This design comes from an exercise in tuning for small area, a short achievable clock period and few clock cycles per item on the open sky130 flow, not from production work. Where RTL was checked, it was by simulation tests only, not by an equivalence proof against the original. The series may have gaps, and a smaller design here may also do less where the tests do not look. Function not checked in run 2: the RTL went through the layout flow alone.

**flow/run.sh**
```bash
#!/bin/bash
# synth_recipe.tcl (not shown) runs the flow's synth.tcl, then flattens the netlist and writes it again
# the make line also repeats each setting of config.mk as NAME=value (left out here)
make -C /OpenROAD-flow-scripts/flow DESIGN_CONFIG=/design/flow/config.mk WORK_HOME=/design/flow/orfs CLKGATE_MAP_FILE= SYNTH_SCRIPT=/design/flow/synth_recipe.tcl finish
```
**flow/config.mk**
```make
export PLATFORM = sky130hd
export DESIGN_NAME = fe_mul51_core
export DESIGN_NICKNAME = fe_mul51_core
export VERILOG_FILES = /design/flow/design.v
export SDC_FILE = /design/flow/constraint.sdc
export NUM_CORES = 8
export LEC_CHECK = 0
export CAP_MARGIN = 20
export CORE_MARGIN = 2
export CORE_UTILIZATION = 40
export SLEW_MARGIN = 20
```
**flow/constraint.sdc**
```tcl
create_clock -name core_clock -period 21.0 [get_ports {clk}]
set_input_delay 4.2000 -clock core_clock [delete_from_list [all_inputs] [get_ports {clk}]]
set_output_delay 4.2000 -clock core_clock [all_outputs]
set_load 0.01 [all_outputs]
```
**flow/design.v**
```verilog
typedef logic [63:0] limb_t;
typedef limb_t [4:0] fe51_t;
typedef struct packed {
    fe51_t X;
    fe51_t Y;
    fe51_t Z;
    fe51_t T;
} point_ext_t;
module mul_schedule_rom (
    input  wire [4:0] k,
    output reg  [2:0] i_out,
    output reg  [2:0] j_out
);
    always @(*) begin
        case (k)
            5'd0:  begin i_out = 0; j_out = 0; end
            5'd1:  begin i_out = 0; j_out = 1; end
            5'd2:  begin i_out = 0; j_out = 2; end
            5'd3:  begin i_out = 0; j_out = 3; end
            5'd4:  begin i_out = 0; j_out = 4; end
            5'd5:  begin i_out = 1; j_out = 0; end
            5'd6:  begin i_out = 1; j_out = 1; end
            5'd7:  begin i_out = 1; j_out = 2; end
            5'd8:  begin i_out = 1; j_out = 3; end
            5'd9:  begin i_out = 1; j_out = 4; end
            5'd10: begin i_out = 2; j_out = 0; end
            5'd11: begin i_out = 2; j_out = 1; end
            5'd12: begin i_out = 2; j_out = 2; end
            5'd13: begin i_out = 2; j_out = 3; end
            5'd14: begin i_out = 2; j_out = 4; end
            5'd15: begin i_out = 3; j_out = 0; end
            5'd16: begin i_out = 3; j_out = 1; end
            5'd17: begin i_out = 3; j_out = 2; end
            5'd18: begin i_out = 3; j_out = 3; end
            5'd19: begin i_out = 3; j_out = 4; end
            5'd20: begin i_out = 4; j_out = 0; end
            5'd21: begin i_out = 4; j_out = 1; end
            5'd22: begin i_out = 4; j_out = 2; end
            5'd23: begin i_out = 4; j_out = 3; end
            5'd24: begin i_out = 4; j_out = 4; end
            default: begin i_out = 0; j_out = 0; end
        endcase
    end
endmodule
module fe_mul51_core (
    input  wire         clk,
    input  wire         rst_n,
    input  wire         start,
    input  wire [319:0] a,
    input  wire [319:0] b,
    output reg          ready,
    output wire [319:0] out
);
    localparam [63:0] LIMB_MASK = 64'h0007FFFFFFFFFFFF;  
    fe51_t a_l, b_l, out_l;
    assign a_l = a;
    assign b_l = b;
    assign out = out_l;
    reg [127:0] acc [0:8];
    wire [2:0] sched_i, sched_j;
    reg  [4:0] step_cnt;
    localparam S_IDLE    = 3'd0,
               S_ACCUM   = 3'd1,
               S_FOLD    = 3'd2,
               S_CARRY1  = 3'd3,
               S_CARRY2  = 3'd4,
               S_DONE    = 3'd5;
    reg [2:0] state;
    mul_schedule_rom u_sched (
        .k(step_cnt),
        .i_out(sched_i),
        .j_out(sched_j)
    );
    reg [127:0] c [0:4];
    reg [127:0] carry;
    reg         top_carry;    
    reg [255:0] fr_v;
    reg [255:0] fr_w;
    integer idx;
    always @(posedge clk or negedge rst_n) begin
        if (!rst_n) begin
            state     <= S_IDLE;
            ready     <= 1'b0;
            step_cnt  <= 5'd0;
            top_carry <= 1'b0;
            for (idx = 0; idx < 9; idx = idx + 1) acc[idx] <= 128'd0;
            for (idx = 0; idx < 5; idx = idx + 1) begin
                c[idx]     <= 128'd0;
                out_l[idx] <= 64'd0;
            end
        end else begin
            case (state)
                S_IDLE: begin
                    ready <= 1'b0;
                    if (start) begin
                        step_cnt <= 5'd0;
                        for (idx = 0; idx < 9; idx = idx + 1) acc[idx] <= 128'd0;
                        state <= S_ACCUM;
                    end
                end
                S_ACCUM: begin
                    acc[{1'b0, sched_i} + {1'b0, sched_j}] <= acc[{1'b0, sched_i} + {1'b0, sched_j}] + (a_l[sched_i] * b_l[sched_j]);
                    if (step_cnt == 5'd24) begin
                        state <= S_FOLD;
                    end else begin
                        step_cnt <= step_cnt + 1'b1;
                    end
                end
                S_FOLD: begin
                    c[0] <= acc[0] + 128'd19 * acc[5];
                    c[1] <= acc[1] + 128'd19 * acc[6];
                    c[2] <= acc[2] + 128'd19 * acc[7];
                    c[3] <= acc[3] + 128'd19 * acc[8];
                    c[4] <= acc[4];  
                    state <= S_CARRY1;
                end
                S_CARRY1: begin
                    carry = c[0] >> 51; c[0] = c[0] & {64'd0, LIMB_MASK};
                    c[1] = c[1] + carry;
                    carry = c[1] >> 51; c[1] = c[1] & {64'd0, LIMB_MASK};
                    c[2] = c[2] + carry;
                    carry = c[2] >> 51; c[2] = c[2] & {64'd0, LIMB_MASK};
                    c[3] = c[3] + carry;
                    carry = c[3] >> 51; c[3] = c[3] & {64'd0, LIMB_MASK};
                    c[4] = c[4] + carry;
                    carry = c[4] >> 51; c[4] = c[4] & {64'd0, LIMB_MASK};
                    c[0] = c[0] + carry * 128'd19;
                    state <= S_CARRY2;
                end
                S_CARRY2: begin
                    carry = c[0] >> 51;
                    out_l[0] <= c[0][63:0] & LIMB_MASK;
                    c[1] = c[1] + carry;
                    carry = c[1] >> 51;
                    out_l[1] <= c[1][63:0] & LIMB_MASK;
                    c[2] = c[2] + carry;
                    carry = c[2] >> 51;
                    out_l[2] <= c[2][63:0] & LIMB_MASK;
                    c[3] = c[3] + carry;
                    carry = c[3] >> 51;
                    out_l[3] <= c[3][63:0] & LIMB_MASK;
                    c[4] = c[4] + carry;
                    out_l[4] <= c[4][63:0] & LIMB_MASK;
                    top_carry <= c[4][51];
                    state <= S_DONE;
                end
                S_DONE: begin
                    fr_v = {1'b0, out_l[4][50:0], out_l[3][50:0], out_l[2][50:0],
                            out_l[1][50:0], out_l[0][50:0]} + (top_carry ? 256'd19 : 256'd0);
                    fr_w = fr_v + 256'd19;
                    if (fr_w[255]) fr_v = {1'b0, fr_w[254:0]};
                    for (idx = 0; idx < 5; idx = idx + 1)
                        out_l[idx] <= {13'd0, fr_v[51*idx +: 51]};
                    ready <= 1'b1;
                    state <= S_IDLE;
                end
            endcase
        end
    end
endmodule
```
run_1/flops_by_reg.png
Bar = 200 um.
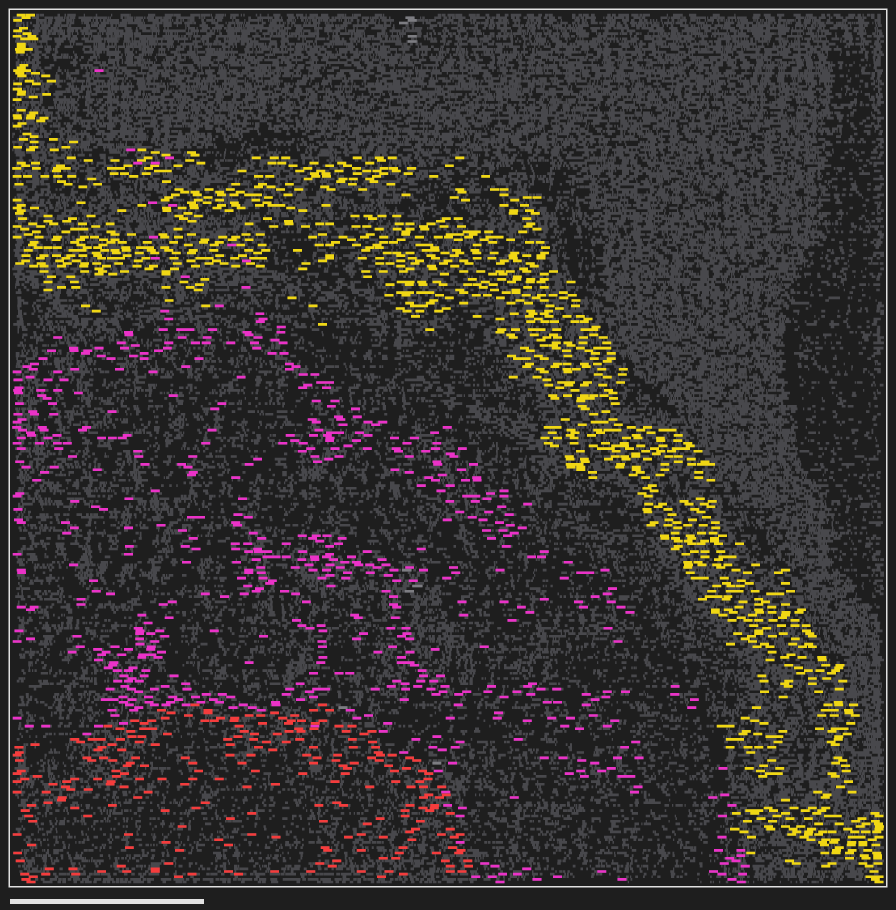
- magenta: `c` (flops 640)
- red: `out_l` (flops 255)
- yellow: `acc` (flops 1152; where all over the die)
- not coloured: 10

run_1/wires.png
Bar = 200 um. Two of the layers only.
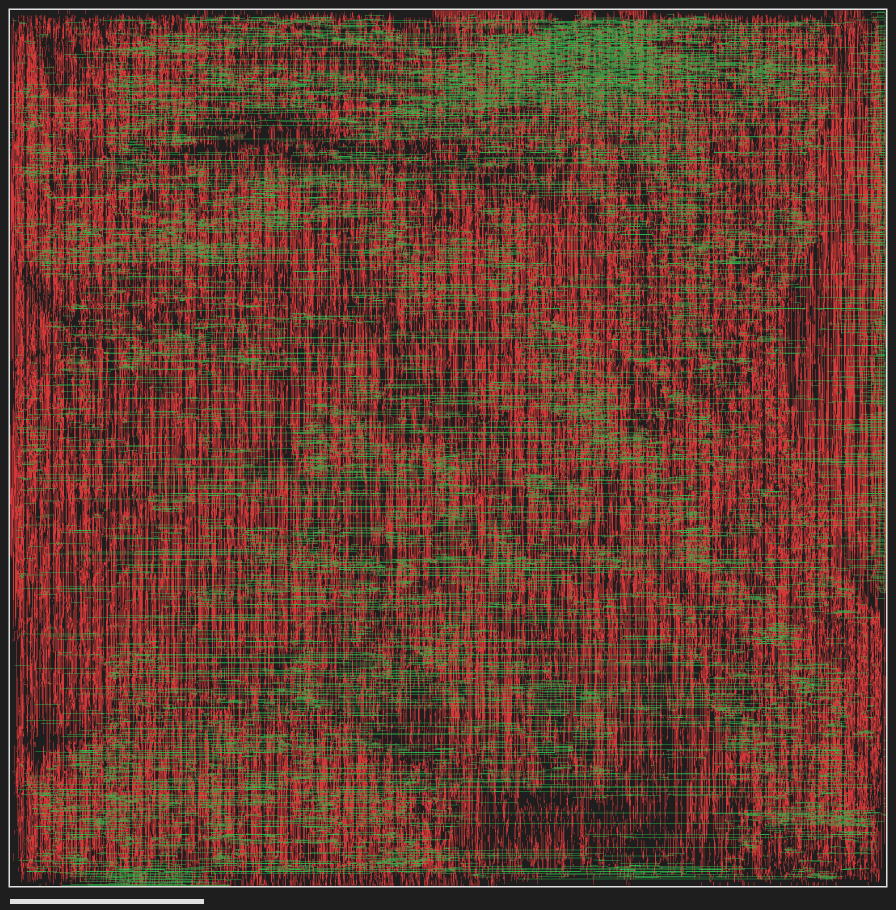
- green: metal 3 (wire length 241 mm)
- red: metal 2 (wire length 789 mm)

==> impl_metrics.yaml, run 1 <==
route:
  highest_layer: "met5"
  drt_first_pass_iters: 14
  routed-wl-met3_mm: 241
  ant_nets: 0
  drc_errors: 0
  wl_met2_mm: 789
  drt_iter0_markers: 38700
  vias_per_cell: 6.26
logic_synthesis:
  ys_ff_latch: 2057
  ys_seq_area_frac: 0.160
  avgSynthCellArea_sq_um: 8.58
  ys_async_sr_fraction: 1.00
  ys.flop_type: "dfrtp_1"
place:
  dp_cells: 49500
  pre_cts_ws_ns: -2.88
  io_buffers: 898
  place.gp.congestion: 1.12
floorplanning:
  die_area_sq_mm: 0.813
  start_util: 0.401
  die_w_um: 901
  io_pins: 964
  n_tap_cell: 10600
global_routing:
  grt_util_met2: 0.660
  track_usage: 0.463
  grt_antenna_before_repair: 343
  grt_max_degree: 157
  grt_pass1_vias: 310000
  grt.met3_usage: 0.174
layout:
  final_common_cell: "nand2_1"
  bufAreaShareNonClock: 0.0838
  sh_seq_area: 0.138
  largest_class: "multi-input gates"
  design.seq.count: 2057
  multi_input_area_share: 0.669
  final_nets: 47100
  fill_cells: 78500
  n_all_buffers: 3725
critical_path:
  cp.depth: 95
  required_ns: 21.95
  crit_top_cell: "buf_4"
  end_kind: "flop"
  critPathTopFamily: "compound AO/OA/AOI/OAI gates"
hold_path:
  hold_depth: 2
  hold_path_class: "reg -> reg"
job:
  max-cap-violations: 0
sta:
  setup_viol: 0
  tightestPinTransition_ns: 1.44
  fin_crit_sh: 0.977
  hold-worst-slack_ns: 0.493
  slew_headroom: 0.0319
  slew_viol_final: 0
  min_period_ns: 20.51
  layout_setup_ws_ns: 0.489
status:
  status: "timing/DRC/antenna clean"
clocking:
  clock_latency_ns: 1.11
  holdBufCountCts: 0
Testbench counts for the RTL of run 1, summed over its fixed seeds: cycles 28,800, ops 960.
run_1/layer_met1.png
Supply wires on this layer in grey.
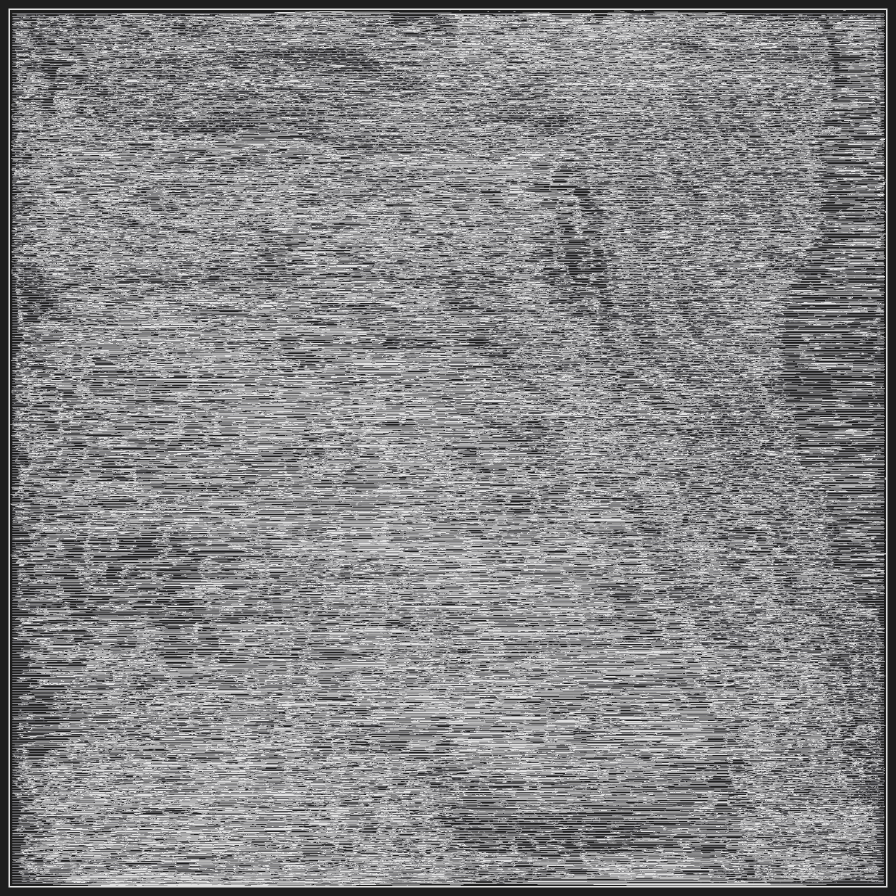
- longest straight run: 284 um
- main direction: horizontal
WL final: 1920 mm
total number of vias: 315000
met1 Usage GRT: 0.576

run_1/clock_tree.png
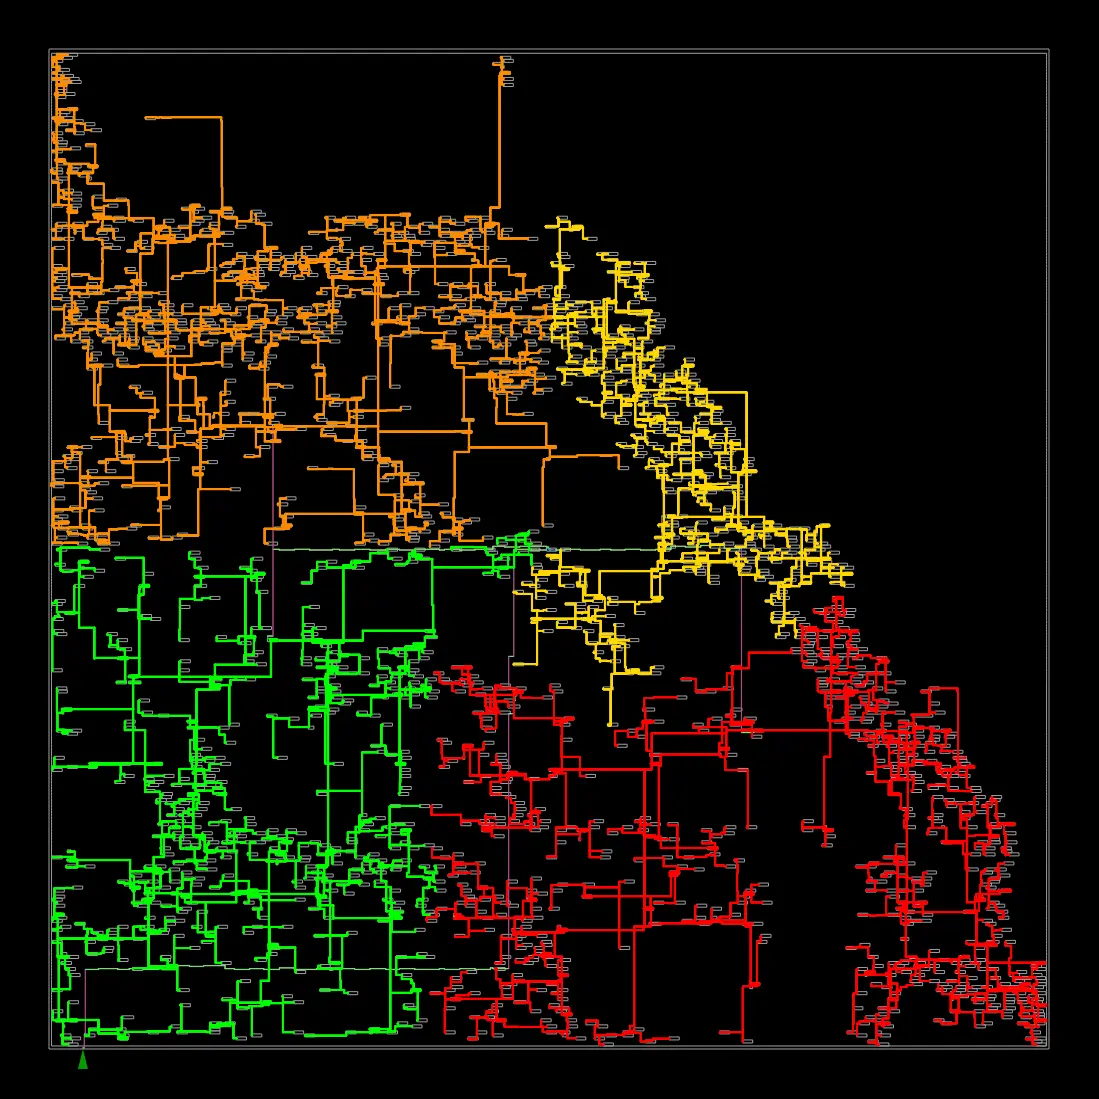
H-tree depth: 5
TritonCTS Buffers: 292
Root Driver: clkbuf_16
clk sink count: 2057

==> run 1: kinds of logic (layout without fill, tap and decap cells) <==
| kind of cell | count (synthesis) | in the layout | share of synthesized area |
|---|---|---|---|
| other | 1 | 349 | 0.0000116 |
| adder cells (fa/ha/maj) | 7261 | 7261 | 0.400 |
| flip-flops | 2057 | 2057 | 0.160 |
| AND/OR/NAND/NOR | 12100 | 12100 | 0.164 |
| AO/OA/AOI/OAI | 7707 | 7707 | 0.154 |
| multiplexers | 58 | 58 | 0.00188 |
| buffers and inverters | 6825 | 8613 | 0.0804 |
| XOR/XNOR | 1496 | 1496 | 0.0407 |
==> run 1: synth_stat cells (all sizes together) (685+ instances only) <==
cell type	number	area (sq um)
nand2	6704	25200
nand3	685	3430
o21ai	2021	10100
ha	2207	27600
dfrtp	2057	51500
a21oi	1873	9370
nor2	2312	8680
a21o	801	6010
inv	4369	16400
xnor2	886	7760
clkbuf	2238	8400
fa	5054	101000
==> run 1: tightest hold or removal path, delay by kind of cell (launching register included) <==
kind / cells / cell delay [ns]
AOI/OAI and AO/OA: 1 / 0.06
and+or+nand+nor: 1 / 0.05
DFF: 1 / 0.35
==> run 1: final timing paths <==
path / start / endpoint / slack [ns]
min in group asynchronous: rst_n / out_l[263] / 3.01
max in group asynchronous: rst_n / acc[5][38] / 14.16
max reg2reg: c[1][1] / c[0][74] / 0.49
min reg2reg: c[1][45] / c[1][45] / 0.49
max: c[1][1] / c[0][74] / 0.49
min: c[1][45] / c[1][45] / 0.49
==> run 1: repair_timing <==
action                     CTS  global route
gates cloned                 0             0
buffers inserted             2             8
pin swaps                   13            34
gates resized for setup     63            97
setup endpoints to repair   68            49
==> run 1: state kept, by name, summed over array words and instances, names as in the netlist <==
signal / flops
out_l: 255
state: 3
top_carry: 1
step_cnt: 5
acc: 1152
c: 640
ready: 1
==> run 1: per-stage QoR <==
step | instance area, sq um | utilization
finish | 373000 | 0.464
global route | 372000 | 0.464
CTS | 371000 | 0.462
detailed placement | 361000 | 0.449
global placement | 360000 | 0.449
floorplan | 322000 | -
--- run 2: outline of the changes from run 1 ---
flow/design.v: 160 -> 12897 lines; modules unchanged: 1
  fe_mul51_core: edited, 116 -> 12845 lines
  csa_fa: new, 4 lines
  csa_ha: new, 4 lines
==> module csa_fa as of run 2 <==
module csa_fa (input wire x, input wire y, input wire z, output wire s, output wire c);
  assign s = x ^ y ^ z;
  assign c = (x & y) | (z & (x ^ y));
endmodule
==> module csa_ha as of run 2 <==
module csa_ha (input wire x, input wire y, output wire s, output wire c);
  assign s = x ^ y;
  assign c = x & y;
endmodule
--- a/flow/config.mk
+++ b/flow/config.mk
@@ -10,2 +10,4 @@
 export CORE_UTILIZATION = 40
 export SLEW_MARGIN = 20
+export SYNTH_HIERARCHICAL = 1
+export SYNTH_MINIMUM_KEEP_SIZE = 0
run_2/clock_tree.png
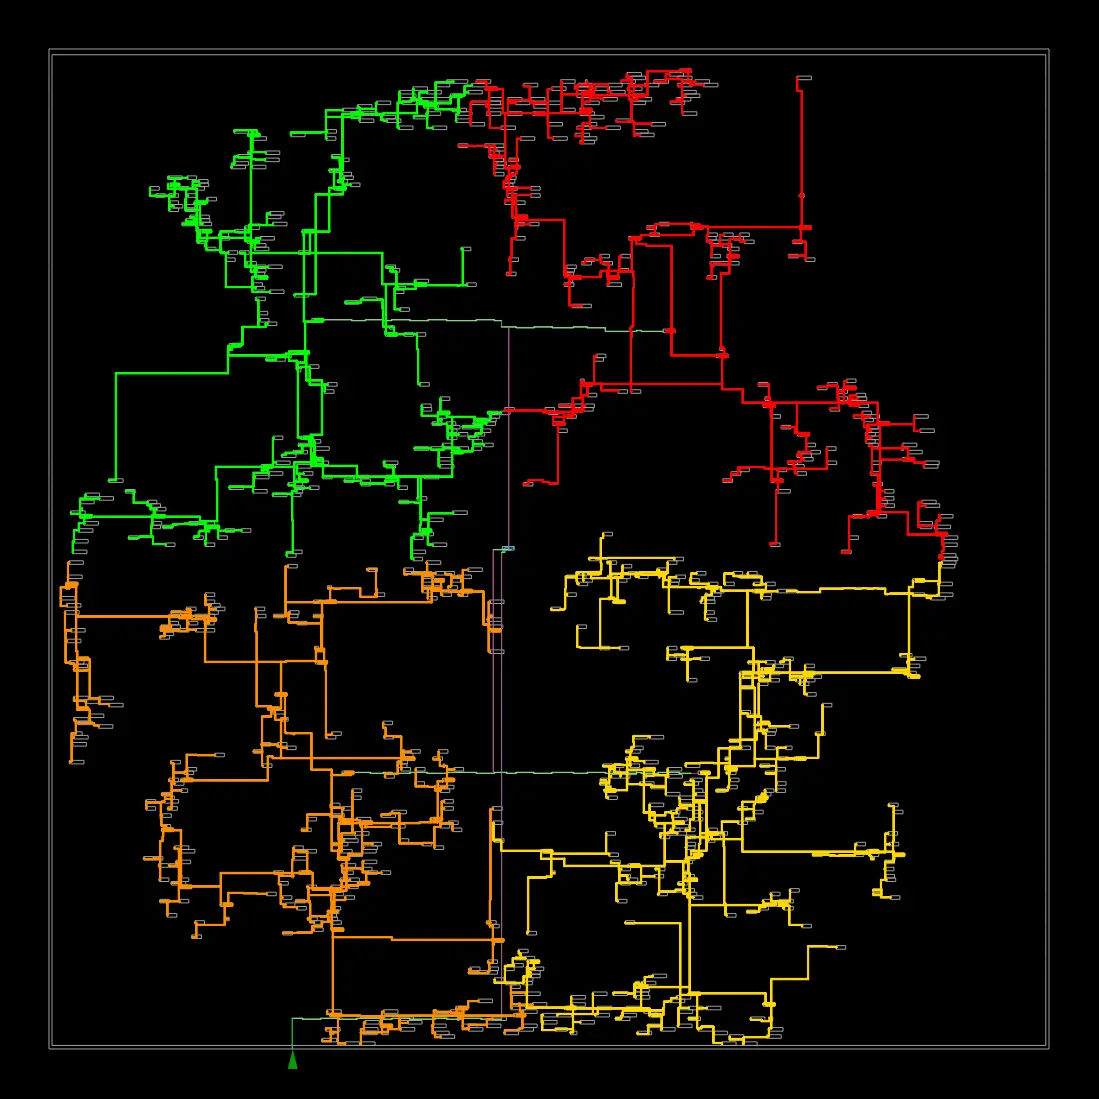
clk sink count: 870
TritonCTS Buffers: 123
sequential cells: 870
H-tree depth: 3

==> run 2 against run 1 <==
Net effect: still clean on timing, DRC and antenna; synthesized area fell by 28%; core utilization fell by 3.3 points; design area fell by 34%; synthesized cell count decreased by 41%; critical path type unchanged; critical endpoint is now R[68].
==> impl_metrics.yaml, run 2 <==
place:
  dp_cells: 28500
  postPlaceCellArea_sq_mm: 0.243
  place.gp.congestion: 1.02
  io_buffers: 768
critical_path:
  required_ns: 21.87
  cp.depth: 27
  critPathTopFamily: "simple AND/OR/NAND/NOR gates"
layout:
  fin_util: 0.432
  fin_area_sq_mm: 0.248
  final_nets: 27500
  top_register: "S"
  reg.largest.list: "S (288), C (287), R (255)"
logic_synthesis:
  ys_async_sr_fraction: 0.00690
  ys.flop_type: "dfxtp_1"
  synth_compound_area_frac: 0.158
  synthMuxAreaShare: 0.00109
  synth_top_family_by_area: "adder cells"
  synth_top_cell_by_area: "fa_1"
  synth_commonest_cells: "fa_1 (4973), xnor2_1 (4032), a22oi_1 (3906)"
  synth-xor-area-share: 0.160
  synth_top_area_frac: 0.432
sta:
  setup_viol: 0
  tightestPinTransition_ns: 1.36
  hold-worst-slack_ns: 0.599
  slew_headroom: 0.0916
  min_period_ns: 11.62
status:
  status: "timing/DRC/antenna clean"
job:
  max-cap-violations: 0
clocking:
  clock_latency_ns: 1.07
floorplanning:
  die_area_sq_mm: 0.583
  io_pins: 964
hold_path:
  hold_path_class: "reg -> reg"
route:
  drc_errors: 0
global_routing:
  grt_max_degree: 220
run_2/wires.png
Bar = 200 um. Two of the layers only.
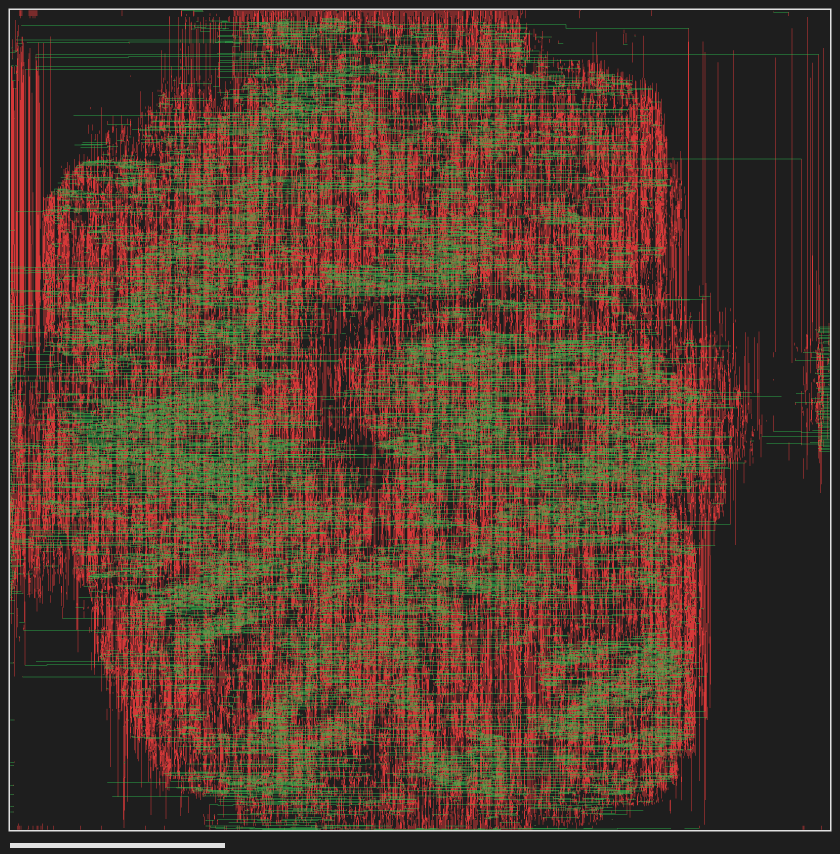
WL final: 1210 mm
total number of vias: 202000
Routed WL per cell: 42.0 um
global-route usage over all layers: 0.405

==> run 2: Yosys stat by module, one instance, submodules excluded <==
module	cells inside	times used	cell area, sq um
fe_mul51_core	17100	1	129000
csa_ha	1	369	12.5
csa_fa	1	4842	20.0
==> run 2: how the worst min path moves through the flow <==
stage,startpoint,to,slack [ns],cells after the start
after detailed placement,cnt[0],cnt[0],0.59,1
after CTS,cnt[0],cnt[0],0.60,1
after global routing,cnt[0],cnt[0],0.64,1
after global placement,cnt[0],cnt[0],0.58,1
after floorplan,cnt[0],cnt[0],0.53,1
final,cnt[0],cnt[0],0.60,1
==> run 2: final cells by class <==
| class | instances | area, sq um | area share |
|---|---|---|---|
| multi-input cells | 18000 | 198000 | 0.799 |
| flip-flops and latches | 870 | 20300 | 0.0822 |
| repair buffers | 1404 | 12800 | 0.0518 |
| well taps | 7560 | 9460 | 0.0382 |
| clock buffers | 167 | 3600 | 0.0145 |
| inverters | 668 | 2520 | 0.0102 |
| clock inverters | 59 | 686 | 0.00277 |
| diodes | 107 | 268 | 0.00108 |
==> run 2: metal layers <==
metal  part of all wire  global-route usage  up-vias
met5             0.0012             0.00590        -
met4              0.098               0.309      117
met3               0.17               0.203     5340
met2               0.40               0.556    20400
met1               0.34               0.482   103000
li1                   -                   -    73000
==> run 2: kinds of logic (layout without fill, tap and decap cells) <==
logic type / Yosys count / after routing
compound gates: 5164 / 5164
mux: 23 / 23
fa+ha+maj: 5785 / 5785
flops: 870 / 870
xor+xnor: 4206 / 4206
other cells: 2 / 178
buf+inv: 3458 / 2298
simple gates: 2763 / 2763

-- static timing again, ports no longer ideal --
The flow's constraints put no driver on any port. The routed layouts listed below were extracted and timed again, unchanged, in two steps. Step 1 (the two cells are an assumption about what drives the block):
set clk [get_ports {clk}]
set_driving_cell -lib_cell sky130_fd_sc_hd__clkbuf_16 $clk
set_driving_cell -lib_cell sky130_fd_sc_hd__buf_2 [delete_from_list [all_inputs] $clk]
Step 2 times the ports against the registers' clock, not the clock port: input delays grow and output delays shrink by t, the midpoint of the rising clock arrivals with the driver on. a / b / c = no drivers / after step 1 / after step 2; a / b = the first two.
| run | shift t [ns] | setup slack, ns | worst setup path after step 2 | slew at the worst register clock pin (ns) |
|---|---|---|---|---|
| run 1 | 1.204 | 0.489 / 0.489 / 0.489 | register to register | 0.08 / 0.08 |
| run 2 | 1.116 | 9.380 / 9.380 / 9.380 | register to register | 0.09 / 0.09 |
After both steps every run listed still meets setup and hold.
